This design comes from an exercise in tuning for small area and a short achievable clock period on the open sky130 flow, not from production work.
RTL that was checked went through simulation tests only; none was proved equivalent to the original.
Not every run is shown, and edits may drop behaviour that the tests do not exercise.
No functional check of the RTL was part of run 2.

--- flow/run.sh ---
#!/bin/bash
# synth_recipe.tcl (not shown) runs the flow's synth.tcl, then flattens the netlist and writes it again
# the make line also repeats each setting of config.mk as NAME=value (left out here)
make -C /OpenROAD-flow-scripts/flow DESIGN_CONFIG=/design/flow/config.mk WORK_HOME=/design/flow/orfs CLKGATE_MAP_FILE= SYNTH_SCRIPT=/design/flow/synth_recipe.tcl finish
--- flow/config.mk ---
export PLATFORM = sky130hd
export DESIGN_NAME = trash_compactor_part1
export DESIGN_NICKNAME = trash_compactor_part1
export VERILOG_FILES = /design/flow/design.v
export SDC_FILE = /design/flow/constraint.sdc
export NUM_CORES = 4
export LEC_CHECK = 0
export CAP_MARGIN = 20
export CORE_MARGIN = 2
export CORE_UTILIZATION = 40
export PLACE_DENSITY = 0.6
export SLEW_MARGIN = 20
--- flow/constraint.sdc ---
create_clock -name core_clock -period 10.0 [get_ports {clk}]
set_input_delay 2.0000 -clock core_clock [delete_from_list [all_inputs] [get_ports {clk}]]
set_output_delay 2.0000 -clock core_clock [all_outputs]
set_load 0.01 [all_outputs]
--- flow/design.v ---
module trash_compactor_part1 (
    input clk,
    input rst,
    input [31:0] data_in,  
    input op,
    input valid_in,
    output ready,
    output reg finished,
    output reg [63:0] result  
);
    localparam DATA_WIDTH = 16;
    localparam RESULT_WIDTH = 64;
    localparam NUM_ELEMENTS = 1000;
    localparam CHUNK1 = 1'b0;
    localparam CHUNK2 = 1'b1;
    reg word_cnt;
    reg [63:0] buffer;
    reg input_ready;
    reg buffer_op;
    reg stage1_valid;
    reg [DATA_WIDTH-1:0] stage1_line1;
    reg [DATA_WIDTH-1:0] stage1_line2;
    reg [DATA_WIDTH-1:0] stage1_line3;
    reg [DATA_WIDTH-1:0] stage1_line4;
    reg stage1_op;
    reg stage2_valid;
    reg [RESULT_WIDTH/2-1:0] stage2_result1;
    reg [RESULT_WIDTH/2-1:0] stage2_result2;
    reg stage2_op;
    reg stage3_valid;
    reg [RESULT_WIDTH-1:0] stage3_result;
    reg [DATA_WIDTH-1:0] stage3_low1;
    reg [DATA_WIDTH-1:0] stage3_low2;
    reg [DATA_WIDTH-1:0] stage3_high1;
    reg [DATA_WIDTH-1:0] stage3_high2;
    reg stage3_op;
    reg stage4_valid;
    reg [RESULT_WIDTH-1:0] stage4_result;
    reg [RESULT_WIDTH/2-1:0] stage4_hh;
    reg [RESULT_WIDTH/2-1:0] stage4_hl;
    reg [RESULT_WIDTH/2-1:0] stage4_lh;
    reg [RESULT_WIDTH/2-1:0] stage4_ll;
    reg stage4_op;
    reg stage5_valid;
    reg [RESULT_WIDTH-1:0] stage5_result;
    reg [RESULT_WIDTH-1:0] stage5_hh;
    reg [RESULT_WIDTH-1:0] stage5_hl;
    reg [RESULT_WIDTH-1:0] stage5_lh;
    reg [RESULT_WIDTH-1:0] stage5_ll;
    reg stage5_op;
    reg stage6_valid;
    reg [RESULT_WIDTH-1:0] stage6_result;
    reg [RESULT_WIDTH-1:0] sum_accumulator;
    reg [31:0] count_valid;
    assign ready = 1'b1;
    function [15:0] bcd_to_binary;
        input [15:0] bcd;
        reg [3:0] d3, d2, d1, d0;
        begin
            d3 = bcd[15:12];
            d2 = bcd[11:8];
            d1 = bcd[7:4];
            d0 = bcd[3:0];
            if(d2 == 0 && d1 == 0 && d0 == 0) begin
                bcd_to_binary = d3;
            end else if(d1 == 0 && d0 == 0) begin
                bcd_to_binary = d3 * 10 + d2;
            end else if(d0 == 0) begin
                bcd_to_binary = d3 * 100 + d2 * 10 + d1;
            end else begin
                bcd_to_binary = d3 * 1000 + d2 * 100 + d1 * 10 + d0;
            end
        end
    endfunction
    always @(posedge clk) begin
        if (rst) begin
            word_cnt <= CHUNK1;
            input_ready <= 0;
            buffer <= 64'b0;
            buffer_op <= 0;
        end else begin
            input_ready <= 0;
            if (valid_in) begin
                if (word_cnt == CHUNK1) begin
                    buffer[31:0] <= data_in;
                    buffer_op <= op;
                    word_cnt <= CHUNK2;
                end else begin
                    buffer[63:32] <= data_in;
                    word_cnt <= CHUNK1;
                    input_ready <= 1;
                end
            end
        end
    end
    always @(posedge clk) begin
        if (rst) begin
            stage1_valid <= 0;
        end else begin
            stage1_valid <= input_ready;
            if (input_ready) begin
                stage1_line1 <= bcd_to_binary(buffer[15:0]);
                stage1_line2 <= bcd_to_binary(buffer[31:16]);
                stage1_line3 <= bcd_to_binary(buffer[47:32]);
                stage1_line4 <= bcd_to_binary(buffer[63:48]);
                stage1_op <= buffer_op;
            end
        end
    end
    always @(posedge clk) begin
        if (rst) begin
            stage2_valid <= 0;
            stage2_result1 <= 0;
            stage2_result2 <= 0;
        end else begin
            stage2_valid <= stage1_valid;
            if (stage1_valid) begin
                if (stage1_op == 1'b0) begin
                    stage2_result1 <= stage1_line1 * stage1_line2;
                    stage2_result2 <= stage1_line3 * stage1_line4;
                end else begin
                    stage2_result1 <= stage1_line1 + stage1_line2;
                    stage2_result2 <= stage1_line3 + stage1_line4;
                end
                stage2_op <= stage1_op;
            end
        end
    end
    always @(posedge clk) begin
        if (rst) begin
            stage3_valid <= 0;
            stage3_result <= 0;
            stage3_low1 <= 0;
            stage3_low2 <= 0;
            stage3_high1 <= 0;
            stage3_high2 <= 0;
        end else begin
            stage3_valid <= stage2_valid;
            if (stage2_valid) begin
                if (stage2_op == 1'b0) begin
                    stage3_low1 <= stage2_result1[15:0];
                    stage3_high1 <= stage2_result1[31:16];
                    stage3_low2 <= stage2_result2[15:0];
                    stage3_high2 <= stage2_result2[31:16];
                end else begin
                    stage3_result <= stage2_result1 + stage2_result2;
                end
                stage3_op <= stage2_op;
            end
        end
    end
    always @(posedge clk) begin
        if (rst) begin
            stage4_valid <= 0;
            stage4_result <= 0;
            stage4_hh <= 0;
            stage4_hl <= 0;
            stage4_lh <= 0;
            stage4_ll <= 0;
        end else begin
            stage4_valid <= stage3_valid;
            if (stage3_valid) begin
                if (stage3_op == 1'b0) begin
                    stage4_ll <= stage3_low1 * stage3_low2;
                    stage4_hh <= stage3_high1 * stage3_high2;
                    stage4_hl <= stage3_high1 * stage3_low2;
                    stage4_lh <= stage3_low1 * stage3_high2;
                end else begin
                    stage4_result <= stage3_result;
                end
                stage4_op <= stage3_op;
            end
        end
    end
    always @(posedge clk) begin
        if (rst) begin
            stage5_valid <= 0;
            stage5_hh <= 0;
            stage5_hl <= 0;
            stage5_lh <= 0;
            stage5_ll <= 0;
            stage5_result <= 0;
        end else begin
            stage5_valid <= stage4_valid;
            if (stage4_valid) begin
                if (stage4_op == 1'b0) begin
                    stage5_hh <= stage4_hh << 32;
                    stage5_hl <= stage4_hl << 16;
                    stage5_lh <= stage4_lh << 16;
                    stage5_ll <= stage4_ll;
                end else begin
                    stage5_result <= stage4_result;
                end
                stage5_op <= stage4_op;
            end
        end
    end
    always @(posedge clk) begin
        if (rst) begin
            stage6_valid <= 0;
            stage6_result <= 0;
        end else begin
            stage6_valid <= stage5_valid;
            if (stage5_valid) begin
                if (stage5_op == 1'b0) begin
                    stage6_result <= stage5_hh + stage5_hl + stage5_lh + stage5_ll;
                end else begin
                    stage6_result <= stage5_result;
                end
            end
        end
    end
    always @(posedge clk) begin
        if (rst) begin
            sum_accumulator <= 0;
            count_valid <= 0;
            finished <= 0;
            result <= 0;
        end else if (stage6_valid) begin
            sum_accumulator <= sum_accumulator + stage6_result;
            count_valid <= count_valid + 1;
            if (count_valid == NUM_ELEMENTS - 1) begin
                finished <= 1;
                result <= sum_accumulator + stage6_result;
            end
        end
    end
endmodule
Figure 1. Cell outlines without signal wires (run 1).
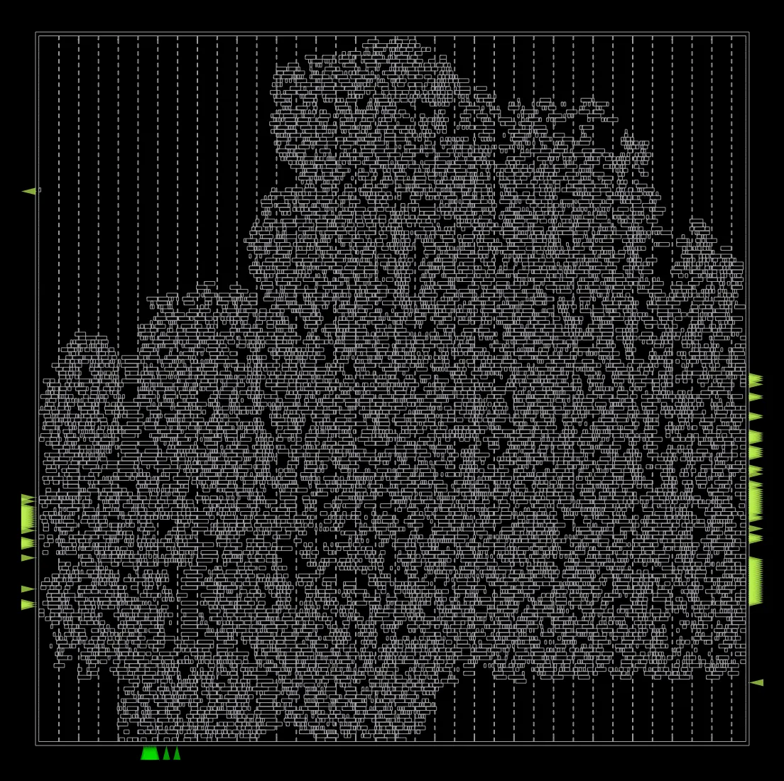
fillcell total: 24.0k
Cell Rows: 181
fraction of standard cell area that is sequential: 16.8%

Figure 2. Pin placement (run 1).
Scale bar: 100 um. Pins as bars across the die edge, other pins in gray.
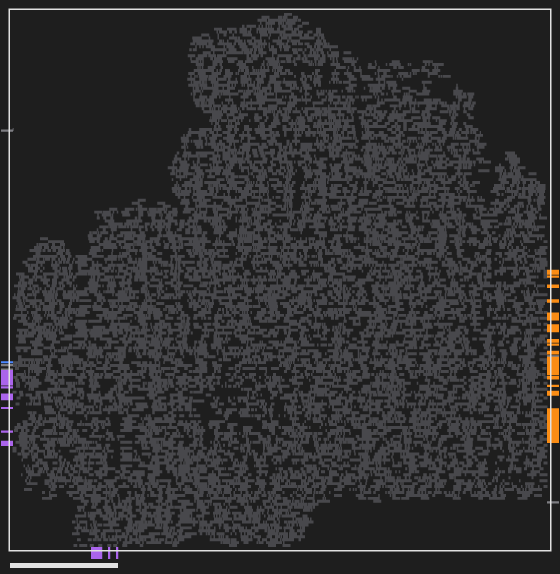
Orange marks `result`, pins 64, direction output, edge right. Blue marks `rst`, pins 1, direction input, edge left. Purple marks `data_in`, pins 32, direction input, edge 20 left, 12 bottom.

==> metrics.log, run 1 <==
[metrics] net total in the final layout: 13.5k
[metrics] number of standard cells after synthesis: 11.4k
[metrics] fraction of layout cells with a size suffix above 1: 3.17%
[metrics] final critical path time including I/O delays and setup: 7160 ps
[metrics] CP Capture Type: flip-flop
[metrics] headroom to the max-slew limit: 29.6%
[metrics] nature of the critical path startpoint: flip-flop
[metrics] Total Negative Setup Slacks: 0 ps
[metrics] status: timing/DRC/antenna clean
[metrics] Ports: 102
[metrics] async set or reset register ratio after synthesis: 0%
[metrics] Num Clock Sinks: 846
[metrics] pin count of the biggest net entering global routing: 222
[metrics] clock tree from TritonCTS: done
[metrics] clock-pin slew on the worst setup and hold paths: 70 ps
[metrics] depth of the worst register-to-register path: 22
[metrics] register-to-register setup slack: 2840 ps
[metrics] worst min-delay path startpoint: stage3_result[28]
[metrics] vias per cell: 5.25
[metrics] total cell area at the placement stage: 101,000 sq um
[metrics] total clock buffers created by CTS: 99
[metrics] inverter count of the layout excluding clock inverters: 1,623
[metrics] final-layout non-clock buffer area share: 1.77%
[metrics] worst-case setup slack after placement: 2880 ps
[metrics] sum of met3 wire segment lengths after detailed routing: 14,900 um
[metrics] count of yosys warnings during synthesis: 1
[metrics] Remaining Overflow, GRT: 0
[metrics] final hold violation count: 0
[metrics] critical path startpoint: stage3_high2[3]
[metrics] synthesized area: 97,500 sq um
[metrics] count of vias placed by the detailed router: 75.6k
[metrics] dominant cell type by area after synthesis: fa_1
[metrics] WL met2: 128,000 um
[metrics] half-perimeter wire length after placement: 211,000 um
[metrics] Top cell by count, worst path: fa_1
[metrics] Sequential cell area: 17,600 sq um
[metrics] number of cells after detailed placement: 14.2k
[metrics] area of the die: 248,000 sq um
[metrics] most area-hungry cell class in the final design: multi-input combinational cells
[metrics] post-route antenna net violation count: 0
[metrics] Post-Route Utilization: 43.2%
[metrics] DRC violations left: 0
[metrics] Worst Hold Path EP: stage4_result[28]
Figure 3. Cell sizes after repair (run 1).
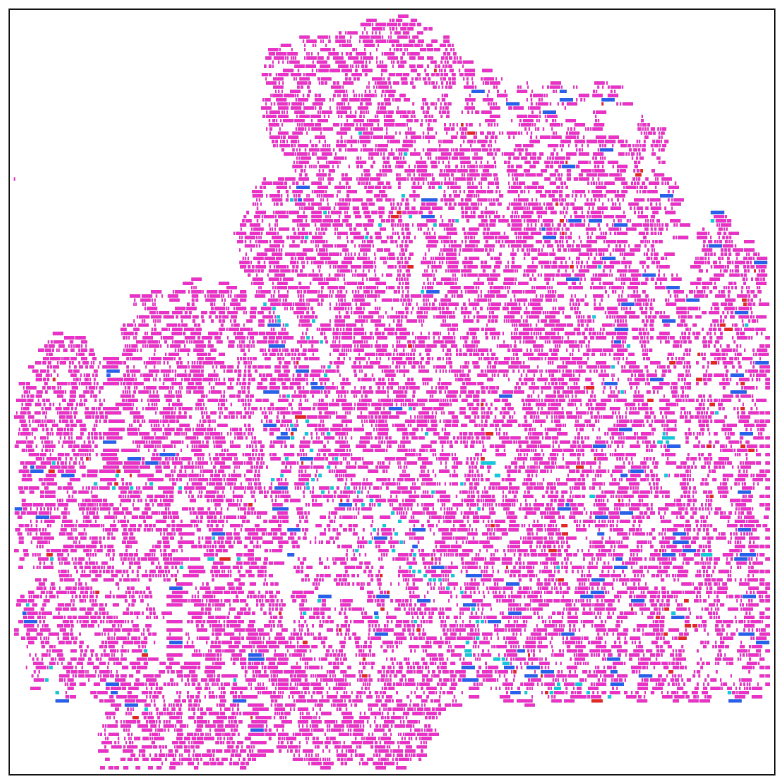
Red marks _2 cells, cells 89, share 0.79%, most used clkinv_2. Magenta marks _0 and _1 cells, cells 10,859, share 97%, most used nand2_1. Blue marks _6 and larger, cells 136, share 1.2%, most used clkbuf_16. Cyan marks _3 and _4 cells, cells 131, share 1.2%, most used buf_4.
Worst Slack Setup Final: 2840 ps
fin area: 105,000 sq um
area growth from synthesis to layout: 7.53%
Non-clk bufs: 209

--- run 2: outline of the changes from run 1 ---
flow/design.v: 228 -> 1711 lines; modules unchanged: 0
  trash_compactor_part1: edited, 228 -> 1711 lines
Figure 4. Pin placement (run 2).
Scale bar: 100 um. Pins as bars across the die edge, other pins in gray.
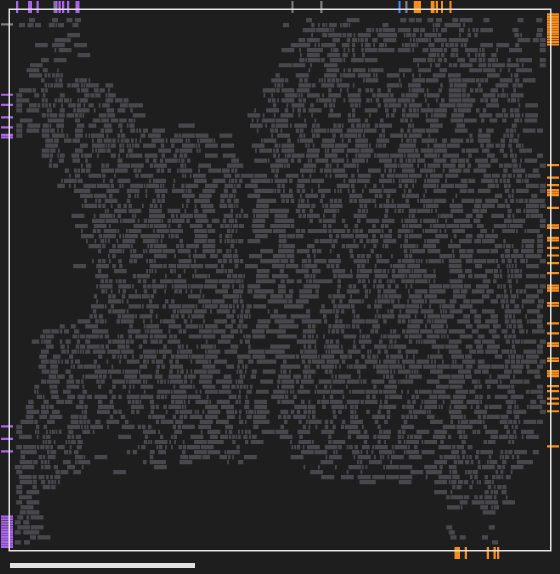
Orange marks `result`, pins 64, direction output, edge 48 right, 9 top, 7 bottom. Blue marks `rst`, pins 1, direction input, edge top. Purple marks `data_in`, pins 32, direction input, edge 22 left, 10 top.
die boundary height: 292 um
die extent in x: 292 um
Port Buffer Count: 100

Figure 5. Layout detail (run 2).
Scale bar: 10 um. Window x 131 to 161, y 131 to 161 um. Cells in gray, sequential cells in the stronger gray; small squares are vias.
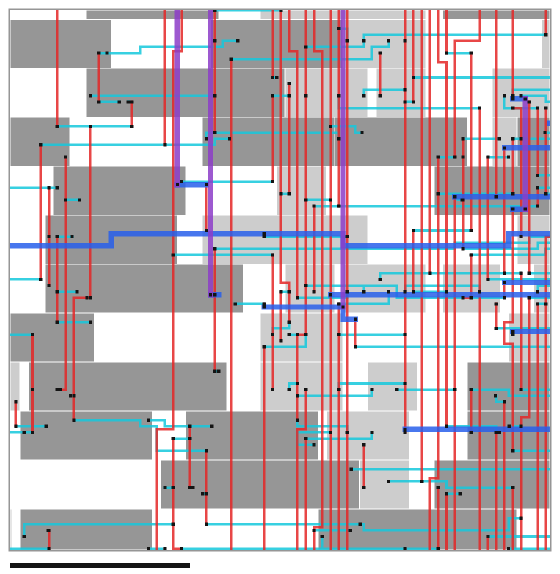
Blue marks metal 3. Cyan marks metal 1. Red marks metal 2. Purple marks metal 4.
Sequential cells in the window: 18. Most frequent: dfxtp_1 (13), a22oi_2 (6). Netlist names of flops here include `yh` (6), `xh` (5), `r3` (4). 35 logic cells have their middle in the window.

==> run 2 against run 1 <==
  * Still clean
  * Routed wire length fell by 71%
  * First-iteration DRC count fell by 79%
  * Hold slack got worse by 120 ps
  * Register-to-register slack better by 2000 ps
  * Sequential cell count shrank 490
  * Critical endpoint is now r4_0[13]
  * Largest cell class unchanged
==> metrics.log, run 2 <==
[metrics] WL met2: 37,600 um
[metrics] Post-Route Utilization: 44.8%
[metrics] dominant cell type by area after synthesis: fa_1
[metrics] net total in the final layout: 4,156
[metrics] count of vias placed by the detailed router: 21.6k
[metrics] Sequential cell area: 7410 sq um
[metrics] DRC violations left: 0
[metrics] fraction of standard cell area that is sequential: 20.1%
[metrics] fin area: 36,800 sq um
[metrics] async set or reset register ratio after synthesis: 0%
[metrics] final hold violation count: 0
[metrics] count of yosys warnings during synthesis: 1
[metrics] pin count of the biggest net entering global routing: 57
[metrics] Non-clk bufs: 135
[metrics] fraction of layout cells with a size suffix above 1: 5.95%
[metrics] clock tree from TritonCTS: done
[metrics] Worst Hold Path EP: yh[5]
[metrics] status: timing/DRC/antenna clean
[metrics] depth of the worst register-to-register path: 13
[metrics] Top cell by count, worst path: fa_1
[metrics] worst min-delay path startpoint: r3[19]
[metrics] number of cells after detailed placement: 4,396
[metrics] Num Clock Sinks: 356

## re-timing with driven ports
The results above use ideal ports. As a check the final layouts listed here were re-extracted and re-timed, cells and wires unchanged. Step 1: set_driving_cell puts a clkbuf_16 on clk and a buf_2 on each other input, an assumption about the parent block. Step 2, shift: input delay + t, output delay - t, t = (earliest + latest rising clock arrival at the registers) / 2. This alone moves slack from input paths to output paths. Slacks: ideal ports / drivers / drivers and shift; pairs: ideal ports / drivers.
run | t, ns | slack for setup (ns) | hold slack, ns | cell pins on the clock port's net
run 1 | 0.849 | 2.843 / 2.843 / 2.843 | 0.440 / 0.440 / 0.440 | 1
run 2 | 0.657 | 4.794 / 4.794 / 4.794 | 0.324 / 0.324 / 0.324 | 1
After both steps every run listed still meets setup and hold.
